From an optimization exercise on the open Yosys and OpenROAD flow, aimed at small area; shortcuts taken in it are not production practice. In this exercise RTL edits were held to simulation tests only and were not proved equivalent to the original.

==> flow/design.v <==
`timescale 1ns / 1ps
module Memory_Block(
		clk, 
		w_enable,
		w_addr,
		w_data,
		r_addr,
		r_data
    );
	parameter width = 32;
	parameter length = 10;
	parameter addr_size = $clog2(length);
	input clk;
	input w_enable;
	input [addr_size-1:0] w_addr;
	input [width-1:0] w_data;
	input [addr_size-1:0] r_addr;
	output [width-1:0] r_data;
	(* ram_style = "block" *) reg [width-1 : 0] mem [length-1 : 0];
	always @(posedge clk) begin
		if (w_enable) begin
			mem[w_addr] <= w_data;
		end
	end
	assign r_data = mem[r_addr];
endmodule
`timescale 1ns / 1ps
module RowBuffer (
		clk,
		reset,
		stream_in,
		stream_in_en,
		parallel_out
	);
	parameter k_s = 3;
	parameter p_n_cols = 34;
	parameter p_n_rows = k_s;				
	parameter p_n_buffer = (p_n_rows-1) * p_n_cols + k_s;
	input clk;
	input reset;
	input stream_in;
	input stream_in_en;
	output reg [(k_s*k_s)-1:0] parallel_out;
	reg [p_n_buffer-1:0] buffer;
	always @ (posedge clk) begin
		if  (reset) begin
			buffer <= {p_n_buffer{1'b0}};
		end
		else if (stream_in_en) begin
			buffer <= {{buffer[p_n_buffer-2:0]},{stream_in}};
		end
	end
	integer j, k;
	always @ (*) begin
		for (j = 0; j < k_s; j = j + 1) begin
			for (k = 0; k < k_s; k = k + 1) begin
				parallel_out[j*k_s+k] = buffer[(k_s-1-j)*p_n_cols + k_s - 1 - k];
			end
		end
	end
endmodule
`timescale 1ns / 1ps
module InputFeatureMapBuffer (
		clk,
		reset,
		stream_act,
		stream_act_en,
		parallel_out_flat
	);
	parameter ch_in = 128;
	parameter k_s = 3;
	parameter w_in = 32;
	parameter pad = 1;
	input clk;
	input reset;
	input [ch_in-1 : 0] stream_act;
	input stream_act_en;
	output [ch_in*k_s*k_s-1 : 0] parallel_out_flat;
	genvar gi;
	generate
  		for (gi = 0; gi < ch_in; gi = gi + 1) begin : InputBuffer
    		defparam RowBuffer_inst.k_s = k_s;
    		defparam RowBuffer_inst.p_n_cols = pad + w_in + pad;
			RowBuffer RowBuffer_inst(
				.clk(clk),
				.reset(reset),
				.stream_in(stream_act[gi]),
				.stream_in_en(stream_act_en),
				.parallel_out(parallel_out_flat[(gi+1)*k_s*k_s - 1 : gi*k_s*k_s])
			);
  		end
	endgenerate
endmodule
`timescale 1ns / 1ps
module MaxPool (
		clk,
		reset,
		stream_in,
		stream_in_en,
		stream_out
	);
	parameter ch_out = 128;
	parameter k_s_maxpool = 2;
	parameter w_in = 32;
	input clk;
	input reset;
	input [ch_out-1 : 0] stream_in;
	input stream_in_en;
	output [ch_out-1 : 0] stream_out;
	wire [ch_out*k_s_maxpool*k_s_maxpool-1 : 0] parallel_out_flat;
	genvar gi;
	generate
  		for (gi = 0; gi < ch_out; gi = gi + 1) begin : MaxPoolBuffer
    		defparam RowBuffer_inst.k_s = k_s_maxpool;
    		defparam RowBuffer_inst.p_n_cols = w_in;
			RowBuffer RowBuffer_inst(
				.clk(clk),
				.reset(reset),
				.stream_in(stream_in[gi]),
				.stream_in_en(stream_in_en),
				.parallel_out(parallel_out_flat[(gi+1)*k_s_maxpool*k_s_maxpool - 1 : gi*k_s_maxpool*k_s_maxpool])
			);
			assign stream_out[gi] = |(parallel_out_flat[(gi+1)*k_s_maxpool*k_s_maxpool - 1 : gi*k_s_maxpool*k_s_maxpool]);
  		end
	endgenerate
endmodule
`timescale 1ns / 1ps
module XNORPop(
		a, 
		w,
		pop
    );
	parameter Majority_enable = 0; 
	parameter Majority_approximate = 0; 
	parameter Majority_M = 3;
	parameter Majority_M_log = $clog2(Majority_M);
    parameter pop_size = 576;	
    parameter pad = ((Majority_enable) & (pop_size%Majority_M != 0))? (Majority_M-(pop_size%Majority_M)): 0;
    parameter pop_size_padded = pop_size + pad;
    parameter pop_size_log = $clog2(pop_size_padded);
    parameter maj_size = pop_size_padded / Majority_M;
    parameter maj_size_log = $clog2(maj_size);
    parameter result_size = (Majority_enable == 1)? maj_size_log : pop_size_log;
    input [pop_size-1 : 0] a;
    input [pop_size-1 : 0] w;
    output [result_size-1 : 0] pop;
    wire  [pop_size-1 : 0] XNORs;
    assign XNORs = a ~^ w;
    wire [pop_size_padded-1 : 0] XNORs_padded;
    assign XNORs_padded = {{pad{1'b0}},{XNORs}};
    reg [maj_size-1 : 0] Majs;
    reg [Majority_M_log-1:0] sum [maj_size-1 : 0];
    reg [2:0] Majs_9apx_internal [maj_size-1 : 0];
    reg [1:0] Majs_7apx_internal [maj_size-1 : 0];
    reg Majs_5apx_internal [maj_size-1 : 0];
    integer i1, i2;
	always @(*) begin
		for(i1 = 0; i1 < maj_size; i1 = i1 + 1) begin
			sum[i1] = 0;
			if (Majority_approximate)begin
				if (Majority_M == 3)begin
					Majs[i1] = ((XNORs_padded[i1*3]&XNORs_padded[i1*3+1]) | (XNORs_padded[i1*3+1]&XNORs_padded[i1*3+2]) | (XNORs_padded[i1*3+2]&XNORs_padded[i1*3]));
				end 
				else if (Majority_M == 5) begin
					Majs_5apx_internal[i1] = ((XNORs_padded[i1*5]&XNORs_padded[i1*5+1]) | (XNORs_padded[i1*5+1]&XNORs_padded[i1*5+2]) | (XNORs_padded[i1*5+2]&XNORs_padded[i1*5]));
					Majs[i1] = ((Majs_5apx_internal[i1]&XNORs_padded[i1*5+3]) | (XNORs_padded[i1*5+3]&XNORs_padded[i1*5+4]) | (XNORs_padded[i1*5+4]&Majs_5apx_internal[i1]));
				end
				else if (Majority_M == 7) begin
					Majs_7apx_internal[i1][0] = ((XNORs_padded[i1*7]&XNORs_padded[i1*7+1]) | (XNORs_padded[i1*7+1]&XNORs_padded[i1*7+2]) | (XNORs_padded[i1*7+2]&XNORs_padded[i1*7]));
					Majs_7apx_internal[i1][1] = ((XNORs_padded[i1*7+3]&XNORs_padded[i1*7+4]) | (XNORs_padded[i1*7+4]&XNORs_padded[i1*7+5]) | (XNORs_padded[i1*7+5]&XNORs_padded[i1*7+3]));
					Majs[i1] = ((Majs_7apx_internal[i1][0]&Majs_7apx_internal[i1][1]) | (Majs_7apx_internal[i1][1]&XNORs_padded[i1*7+6]) | (XNORs_padded[i1*7+6]&Majs_7apx_internal[i1][0]));
				end
				else if (Majority_M == 9) begin
					Majs_9apx_internal[i1][0] = ((XNORs_padded[i1*9]&XNORs_padded[i1*9+1]) | (XNORs_padded[i1*9+1]&XNORs_padded[i1*9+2]) | (XNORs_padded[i1*9+2]&XNORs_padded[i1*9]));
					Majs_9apx_internal[i1][1] = ((XNORs_padded[i1*9+3]&XNORs_padded[i1*9+4]) | (XNORs_padded[i1*9+4]&XNORs_padded[i1*9+5]) | (XNORs_padded[i1*9+5]&XNORs_padded[i1*9+3]));
					Majs_9apx_internal[i1][2] = ((XNORs_padded[i1*9+6]&XNORs_padded[i1*9+7]) | (XNORs_padded[i1*9+7]&XNORs_padded[i1*9+8]) | (XNORs_padded[i1*9+8]&XNORs_padded[i1*9+6]));
					Majs[i1] = ((Majs_9apx_internal[i1][0]&Majs_9apx_internal[i1][1]) | (Majs_9apx_internal[i1][1]&Majs_9apx_internal[i1][2]) | (Majs_9apx_internal[i1][2]&Majs_9apx_internal[i1][0]));
				end
			end
			else begin
				for (i2 = 0; i2 < Majority_M; i2 = i2 + 1)begin
					sum[i1] = sum[i1] + XNORs_padded[(i1 * Majority_M) + i2];
				end
				Majs[i1] = (sum[i1] > ((Majority_M-1)/2))? 1'b1: 1'b0;
			end
		end
	end
    reg [pop_size_log-1 : 0] pop_temp;
    integer k;
	always @(*) begin
		pop_temp = {pop_size_log{1'b0}};  
		for(k = 0; k < pop_size; k = k + 1) begin
			pop_temp = pop_temp + XNORs[k];
		end
	end
    integer j;
    reg [maj_size_log-1 : 0] majpop_temp;
	always @(*) begin
		majpop_temp = {maj_size_log{1'b0}};  
		for(j = 0; j < maj_size; j = j + 1) begin
			majpop_temp = majpop_temp + Majs[j];
		end
	end
	assign pop = (Majority_enable == 1) ? majpop_temp : pop_temp;
endmodule
`timescale 1ns / 1ps
module ConvLayer (
		clk,
		reset,
		fold_addr,
		stream_act,
		stream_act_en,
		stream_w,
		stream_w_en,
		stream_w_addr,
		stream_th,
		stream_th_en,
		stream_th_addr,
		stream_maxpool_en,				
		stream_out
	);
	parameter Majority_enable = 0;
	parameter fold = 1;
	parameter fold_log = (fold == 1)? 1 : $clog2(fold);
	parameter ch_out = 64;
	parameter ch_out_fold = ch_out/fold;
	parameter ch_in = 64;
	parameter w_in = 32;
	parameter k_s = 3;
	parameter pad = 1;
	parameter MAXPOOL_enable = 1;
	parameter k_s_maxpool = 2;
	parameter result_width = Majority_enable? $clog2(ch_in*k_s) : $clog2(ch_in*k_s*k_s);
	parameter pop_size = k_s*k_s*ch_in;
	parameter stream_w_size = (fold == 1) ?  (ch_in*k_s*k_s) : (ch_in*k_s*k_s*ch_out_fold);
	parameter stream_th_size = (fold == 1) ?  (result_width) : (result_width*ch_out_fold);
	input clk;
	input reset;
	input [fold_log-1:0] fold_addr;
	input [ch_in-1 : 0] stream_act;
	input stream_act_en;
	input [stream_w_size-1 : 0] stream_w;
	input stream_w_en;
	input [fold_log-1:0] stream_w_addr;
	input [stream_th_size-1 : 0] stream_th;
	input stream_th_en;
	input [fold_log-1:0] stream_th_addr;
	input stream_maxpool_en;
	output reg [ch_out-1 : 0] stream_out;
	wire [ch_in*k_s*k_s-1 : 0] buffer_parallel_out_flat;
	defparam InputFeatureMapBuffer_inst.ch_in = ch_in;
	defparam InputFeatureMapBuffer_inst.k_s = k_s;
	defparam InputFeatureMapBuffer_inst.w_in = w_in;
	defparam InputFeatureMapBuffer_inst.pad = pad;
	InputFeatureMapBuffer InputFeatureMapBuffer_inst(
		.clk(clk),
		.reset(reset),
		.stream_act(stream_act),
		.stream_act_en(stream_act_en),
		.parallel_out_flat(buffer_parallel_out_flat)
	);
	reg [ch_in*k_s*k_s-1 : 0] w_dist [ch_out-1 : 0];
	integer i;
	always @ (posedge clk) begin
		if (stream_w_en) begin 
			w_dist[0] <= stream_w;
			for (i = 1; i < ch_out; i = i + 1) begin
				w_dist[i] <= w_dist[i-1];
			end
		end
	end
	wire [stream_w_size-1 : 0] w_mem;
	defparam Memory_Block_inst_w.width = stream_w_size;
	defparam Memory_Block_inst_w.length = fold;
	Memory_Block	Memory_Block_inst_w(
		.clk(clk), 
		.w_enable(stream_w_en),
		.w_addr(stream_w_addr),
		.w_data(stream_w),
		.r_addr(fold_addr),
		.r_data(w_mem)
    );
	reg [ch_in*k_s*k_s-1 : 0] w [ch_out_fold-1 : 0];
	integer i_w, i_w_2;
	always @ (*) begin
		if (fold != 1) begin 
			for (i_w = 0; i_w < ch_out_fold; i_w = i_w + 1) begin
				for (i_w_2 = 0; i_w_2 < ch_in*k_s*k_s; i_w_2 = i_w_2 + 1) begin
					w[i_w][i_w_2] = w_mem[i_w*ch_in*k_s*k_s + i_w_2];
				end
			end
		end else begin
			for (i_w = 0; i_w < ch_out; i_w = i_w + 1) begin
				w[i_w] = w_dist[i_w];
			end
		end
	end
	reg [result_width-1 : 0] Threshold_dist [ch_out-1 : 0];
	integer k;
	always @ (posedge clk) begin
		if (stream_th_en) begin 
			Threshold_dist[0] <= stream_th;
			for (k = 1; k < ch_out; k = k + 1) begin
				Threshold_dist[k] <= Threshold_dist[k-1];
			end
		end
	end
	wire [stream_th_size-1 : 0] th_mem;
	defparam Memory_Block_inst_th.width = stream_th_size;
	defparam Memory_Block_inst_th.length = fold;
	Memory_Block	Memory_Block_inst_th(
		.clk(clk), 
		.w_enable(stream_th_en),
		.w_addr(stream_th_addr),
		.w_data(stream_th),
		.r_addr(fold_addr),
		.r_data(th_mem)
    );
	reg [result_width-1 : 0] Threshold [ch_out_fold-1 : 0];
	integer i_t, i_t_2;
	always @ (*) begin
		if (fold != 1) begin
			for (i_t = 0; i_t < ch_out_fold; i_t = i_t + 1) begin
				for (i_t_2 = 0; i_t_2 < result_width; i_t_2 = i_t_2 + 1) begin
					Threshold[i_t][i_t_2] = th_mem[i_t*result_width + i_t_2];
				end
			end
		end 
		else begin
			for (i_t = 0; i_t < ch_out; i_t = i_t + 1) begin
				Threshold[i_t] = Threshold_dist[i_t];
			end
		end
	end
	wire [result_width-1 : 0] pop_out [ch_out_fold-1 : 0];
    genvar gi;
	generate
  		for (gi = 0; gi < ch_out_fold; gi = gi + 1) begin : genbit
			defparam Pop_inst.Majority_enable = Majority_enable;
			defparam Pop_inst.pop_size = pop_size;
    		XNORPop Pop_inst(
				.a(buffer_parallel_out_flat), 
				.w(w[gi]),
				.pop(pop_out[gi])
			);
  		end
	endgenerate
	reg [ch_out_fold-1 : 0] stream_thresh;
	integer j;
	always @(*) begin
		for(j = 0; j < ch_out_fold; j = j + 1) begin
			stream_thresh[j] = (pop_out[j] > Threshold[j]) ? 1'b1: 1'b0;
		end
	end
	reg [ch_out-1:0] stream_thresh_reg;
	integer i_s;
	always @(posedge clk) begin
		if(reset) begin
			stream_thresh_reg <= {ch_out{1'b0}};
		end
		else begin
			if (fold != 1) begin 
				for (i_s = 0; i_s < ch_out_fold; i_s = i_s + 1) begin
					stream_thresh_reg[fold_addr*ch_out_fold + i_s] <= stream_thresh[i_s];
				end
			end 
			else begin
				stream_thresh_reg <= stream_thresh;
			end
		end
	end
	wire [ch_out-1 : 0] stream_maxpool;
	defparam MaxPool_inst.ch_out = ch_out;
	defparam MaxPool_inst.k_s_maxpool = k_s_maxpool;
	defparam MaxPool_inst.w_in = w_in + 2*(pad - (k_s/2));
	MaxPool 	MaxPool_inst(
		.clk(clk),
		.reset(reset),
		.stream_in(stream_thresh_reg),
		.stream_in_en(stream_maxpool_en),
		.stream_out(stream_maxpool)
	);
	reg [ch_out-1 : 0] stream_maxpool_reg;
	always @(posedge clk) begin
		if(reset) begin
			stream_maxpool_reg <= {ch_out{1'b0}};
		end
		else begin
			stream_maxpool_reg <= stream_maxpool;
		end
	end
	always @ (*)begin
		stream_out = (MAXPOOL_enable == 1) ? stream_maxpool_reg : stream_thresh_reg;
	end
endmodule
`timescale 1ns / 1ps
module ConvLayer_M (
		clk,
		reset,
		fold_addr,
		stream_act,
		stream_act_en,
		stream_w_singlebit,
		stream_w_singlebit_en,
		stream_w_en,
		stream_w_addr,
		stream_th_singlebit,
		stream_th_singlebit_en,
		stream_th_en,
		stream_th_addr,
		stream_maxpool_en,				
		stream_out
	);
	parameter Majority_enable = 0;
	parameter fold = 1;
	parameter fold_log = (fold == 1)? 1 : $clog2(fold);
	parameter ch_out = 16;
	parameter ch_out_fold = ch_out/fold;
	parameter ch_in = 16;
	parameter w_in = 8;
	parameter k_s = 3;
	parameter pad = 1;
	parameter MAXPOOL_enable = 1;
	parameter k_s_maxpool = 2;
	parameter result_width = Majority_enable? $clog2(ch_in*k_s) : $clog2(ch_in*k_s*k_s);
	parameter pop_size = k_s*k_s*ch_in;
	parameter stream_w_size = (fold == 1) ?  (ch_in*k_s*k_s) : (ch_in*k_s*k_s*ch_out_fold);
	parameter stream_th_size = (fold == 1) ?  (result_width) : (result_width*ch_out_fold);
	input clk;
	input reset;
	input [fold_log-1:0] fold_addr;
	input [ch_in-1 : 0] stream_act;
	input stream_act_en;
	input stream_w_singlebit;
	input stream_w_singlebit_en;
	input stream_w_en;
	input [fold_log-1:0] stream_w_addr;
	input stream_th_singlebit;
	input stream_th_singlebit_en;
	input stream_th_en;
	input [fold_log-1:0] stream_th_addr;
	input stream_maxpool_en;
	output [ch_out-1 : 0] stream_out;
	reg [stream_w_size-1 : 0] stream_w_sr;
	always @ (posedge clk)begin
		if (reset) begin
			stream_w_sr <= {stream_w_size{1'b0}};
		end
		else if (stream_w_singlebit_en) begin
			stream_w_sr <= {{stream_w_sr[stream_w_size-2:0]},{stream_w_singlebit}};
		end
	end
	reg [stream_th_size-1 : 0] stream_th_sr;
	always @ (posedge clk)begin
		if (reset) begin
			stream_th_sr <= {stream_th_size{1'b0}};
		end
		else if (stream_th_singlebit_en) begin
			stream_th_sr <= {{stream_th_sr[stream_th_size-2:0]},{stream_th_singlebit}};
		end
	end
	defparam ConvLayer_inst.Majority_enable = Majority_enable;
	defparam ConvLayer_inst.fold = fold;
	defparam ConvLayer_inst.ch_out = ch_out;
	defparam ConvLayer_inst.ch_in = ch_in;
	defparam ConvLayer_inst.w_in = w_in;
	defparam ConvLayer_inst.k_s = k_s;
	defparam ConvLayer_inst.pad = pad;
	defparam ConvLayer_inst.MAXPOOL_enable = MAXPOOL_enable;
	defparam ConvLayer_inst.k_s_maxpool = k_s_maxpool;
	ConvLayer	ConvLayer_inst (
		.clk(clk),
		.reset(reset),
		.fold_addr(fold_addr),
		.stream_act(stream_act),
		.stream_act_en(stream_act_en),
		.stream_w(stream_w_sr),
		.stream_w_en(stream_w_en),
		.stream_w_addr(stream_w_addr),
		.stream_th(stream_th_sr),
		.stream_th_en(stream_th_en),
		.stream_th_addr(stream_th_addr),
		.stream_maxpool_en(stream_maxpool_en),				
		.stream_out(stream_out)
	);
endmodule
==> flow/run.sh <==
#!/bin/bash
# synth_recipe.tcl (not shown) runs the flow's synth.tcl, then flattens the netlist and writes it again
# the make line also repeats each setting of config.mk as NAME=value (left out here)
make -C /OpenROAD-flow-scripts/flow DESIGN_CONFIG=/design/flow/config.mk WORK_HOME=/design/flow/orfs CLKGATE_MAP_FILE= SYNTH_SCRIPT=/design/flow/synth_recipe.tcl finish
==> flow/config.mk <==
export PLATFORM = sky130hd
export DESIGN_NAME = ConvLayer_M
export DESIGN_NICKNAME = ConvLayer_M
export VERILOG_FILES = /design/flow/design.v
export SDC_FILE = /design/flow/constraint.sdc
export NUM_CORES = 4
export LEC_CHECK = 0
export CAP_MARGIN = 20
export CORE_MARGIN = 2
export CORE_UTILIZATION = 40
export SLEW_MARGIN = 20
==> flow/constraint.sdc <==
create_clock -name core_clock -period 12.0 [get_ports {clk}]
set_input_delay 2.4000 -clock core_clock [delete_from_list [all_inputs] [get_ports {clk}]]
set_output_delay 2.4000 -clock core_clock [all_outputs]
set_load 0.01 [all_outputs]
==> metrics.md <==
| Metric | Value |
|---|---|
| Final min period | `9770 ps` |
| Number of synthesized flops with an enable pin | `2,432` |
| NumNets Final | `15,315` |
| Commonest non-fill, non-tap cells in the layout | `edfxtp_1 (2,432), inv_1 (2,104), fa_1 (2,096)` |
| Post-CTS Setup Inserts | `0` |
| Final-report setup violation count | `0` |
| Startpoint Class | `register` |
| Share of layout cells above drive strength 1 | `5.70%` |
| Placer Congestion | `0.960` |
| Worst-case clock buffer depth | `4` |
| HP Class | `reg -> reg` |
| Slew margin rel. | `26.2%` |
| Worst Hold Path Cells | `0` |
| Critical Path AT | `10,610 ps` |
| DRC errors left | `0` |
| Gate Count Post-Synth | `12,594` |
| Status | `no timing/DRC/antenna violations` |
| Gr usage total | `21.6%` |
| Sequential element share of the synthesized area | `48.6%` |
| Met2 routed WL | `229,000 µm` |
| I/O Pins | `45` |
| Row count | `246` |
| Initial Util | `40.1%` |
| Post-synthesis cell type count | `39` |
| Fin util | `44.2%` |
| Synthesized area | `0.180 mm²` |
| Pins over their slew limit | `0` |
| Post-synth ARST share | `0%` |
| Remaining Overflow, GRT | `0` |
| Hold Buf Count CTS | `0` |
| DRT iter0 DRCs | `9,505` |
| Number of antenna violations at the first check in global routing | `25` |
| Met3 wire length | `39,200 µm` |
| Main synth FF type | `edfxtp_1` |
| CP Max Fanout | `14` |
| Fillers | `40,391` |
| Root Buffer | `clkbuf_16` |
| Crit-path slowest cell | `dfxtp_1` |
| Synth warnings | `20` |
| Hold Path End | `ConvLayer_inst.w_dist[5][113]` |
| Final Cycle Share | `81.4%` |
| R2r worst-path depth | `28` |
| F_max | `102 MHz` |
| WL per Instance | `25.6 µm` |
| Core area | `0.448 mm²` |
| M1 wire length | `196,000 µm` |
| Chip width | `674 µm` |
| Clock skew | `56.3 ps` |
| Post-route ant nets | `0` |
| DRT Pass-1 Iters | `8` |
| Worst hold start | `ConvLayer_inst.w_dist[4][113]` |
| DP HPWL | `394,000 µm` |
| MaxCap Viol Count | `0` |
| Peak per-stage delay on the critical path | `900 ps` |
| Commonest non-fill, non-tap cell in the layout | `edfxtp_1` |
| Pre-CTS setup slack | `2270 ps` |
| Post-route setup TNS | `0 ps` |
| Layout area overhead | `10.2%` |
| Syn_nets | `15,231` |
| Die H | `674 µm` |
| PortBufs | `41` |
| Via count of the first global-routing pass | `96,065` |
| H-tree depth | `5` |
| CTS tree | `done` |
| Number of gates given a new drive strength after cts | `0` |
| Avg Vias per Cell | `4.82` |
| CP required | `12,850 ps` |
| CP Class | `reg -> reg` |
## Yosys cell counts (17+ instances only)
master | number | share of area [%]
buf_6 | 52 | 0.33
nand4_1 | 32 | 0.11
clkbuf_1 | 42 | 0.088
o21ai_0 | 57 | 0.16
o21a_1 | 32 | 0.13
xor2_1 | 1008 | 4.9
ha_1 | 512 | 3.6
a21oi_1 | 112 | 0.31
edfxtp_1 | 2432 | 41
nor4_1 | 26 | 0.091
inv_1 | 2104 | 4.4
buf_1 | 17 | 0.036
nor2b_1 | 35 | 0.12
nand2_1 | 22 | 0.046
dfxtp_1 | 712 | 7.9
mux2i_1 | 686 | 3.8
buf_2 | 329 | 0.92
xnor2_1 | 1344 | 6.6
nor2_1 | 760 | 1.6
fa_1 | 2096 | 23
nor3_1 | 45 | 0.13
## critical path: cells and delay by family, from the launching register on
kind | cells | cell delay (ps)
adder cells (fa/ha/maj) | 12 | 6190
AO/OA/AOI/OAI | 4 | 1110
flip-flops | 1 | 900
buffers and inverters | 7 | 790
AND/OR/NAND/NOR | 4 | 440
XOR/XNOR | 1 | 150
## per-layer routing
layer	GRT usage [%]	vias up
met5	0	-
met4	7.59	10
met3	4.76	599
met2	35.1	2789
met1	28.6	47593
li1	-	40264
## layout make-up
type | count | area [µm²] | share of cell area (%)
flip-flops and latches | 3144 | 87300 | 44.1
multi-input cells | 6902 | 81900 | 41.4
clock buffers | 493 | 10000 | 5.07
inverters | 2105 | 7900 | 3.99
well taps | 5952 | 7450 | 3.76
repair buffers | 179 | 1690 | 0.851
clock inverters | 152 | 1620 | 0.820
diodes | 6 | 15.0 | 0.00758
## metrics by stage
stage | instances | area, µm² | hold WS [ps]
finish | 18933 | 198000 | 435
global route | 18928 | 198000 | 439
CTS | 18927 | 198000 | 426
detailed placement | 18282 | 186000 | 428
global placement | 18282 | 186000 | 423
floorplan | 12594 | 180000 | 408
## worst max-delay path by stage
stage	startpoint	endpoint
floorplan	register	ConvLayer_inst.stream_thresh_reg[1]
CTS	register	ConvLayer_inst.stream_thresh_reg[4]
finish	register	ConvLayer_inst.stream_thresh_reg[3]
detailed placement	register	ConvLayer_inst.stream_thresh_reg[3]
global route	register	ConvLayer_inst.stream_thresh_reg[8]
global placement	register	ConvLayer_inst.stream_thresh_reg[8]
## cell families after synthesis
logic type	share of synthesized area [%]
mux	3.82
flops	48.6
buf+inv	5.78
simple gates	2.15
xor+xnor	11.5
compound gates	1.24
fa+ha+maj	26.9
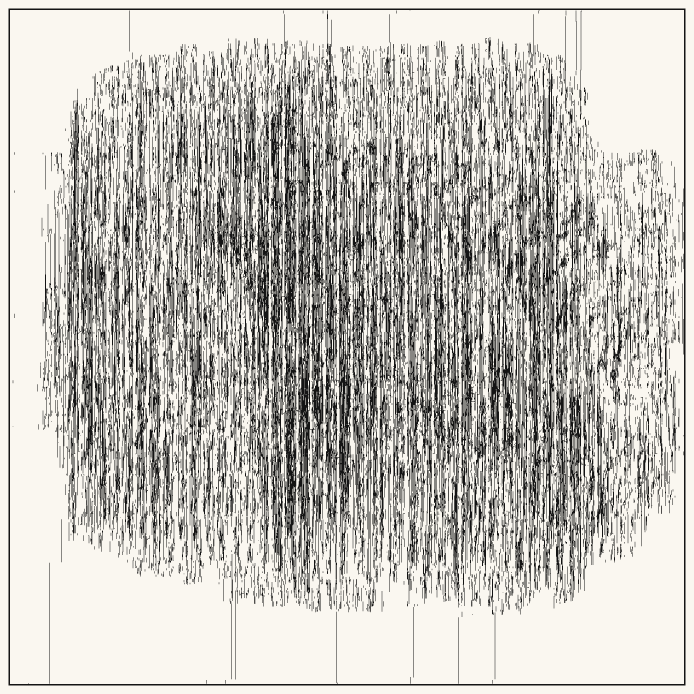
Figure 1: the metal 2 layer.
Drawn at 1 px/µm.
share of all routed wire: 47%
main direction: vertical
longest straight run: 308 µm
nets with wire on the layer: 13,555
Via Count: 91,255
final WL: 484,000 µm
met2 global-route usage: 35.1%

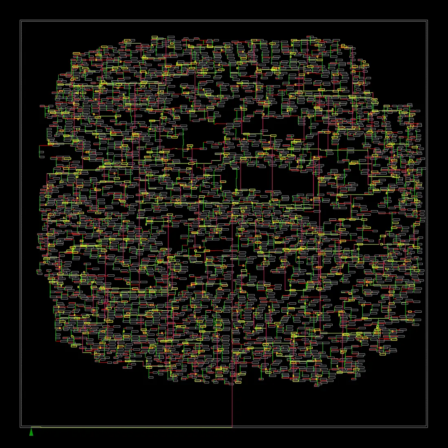
Figure 2: the clock network.
TritonCTS buffer count: 346
worst skew pair latency: 990 ps
clock sink count: 3,144
clock buffers: 493
Seq Cell Count: 3,144

-- what the ideal ports hide --
In the flow no input, the clock included, has a driving cell. The finished layout below was timed again as built, in two steps. Step 1 sets driving cells, clkbuf_16 on the clock port and buf_2 on the other inputs (assumed; they add their load-dependent delay and slew). Step 2 times the ports against the registers' clock, not the clock port: input delays grow and output delays shrink by t, the midpoint of the rising clock arrivals with the driver on. Three values: ideal, step 1, step 2; two values: the first two.
shift t [ns]: 1.073
setup WS [ns]: 2.234 / 2.234 / 2.234
worst setup path after step 2: register to register
clock arrival spread, ns: 0.063 / 0.063
After both steps setup and hold are still met in this run. The setup slack of this run moves by 0.000 ns with the drivers and by 0.000 ns with both steps.
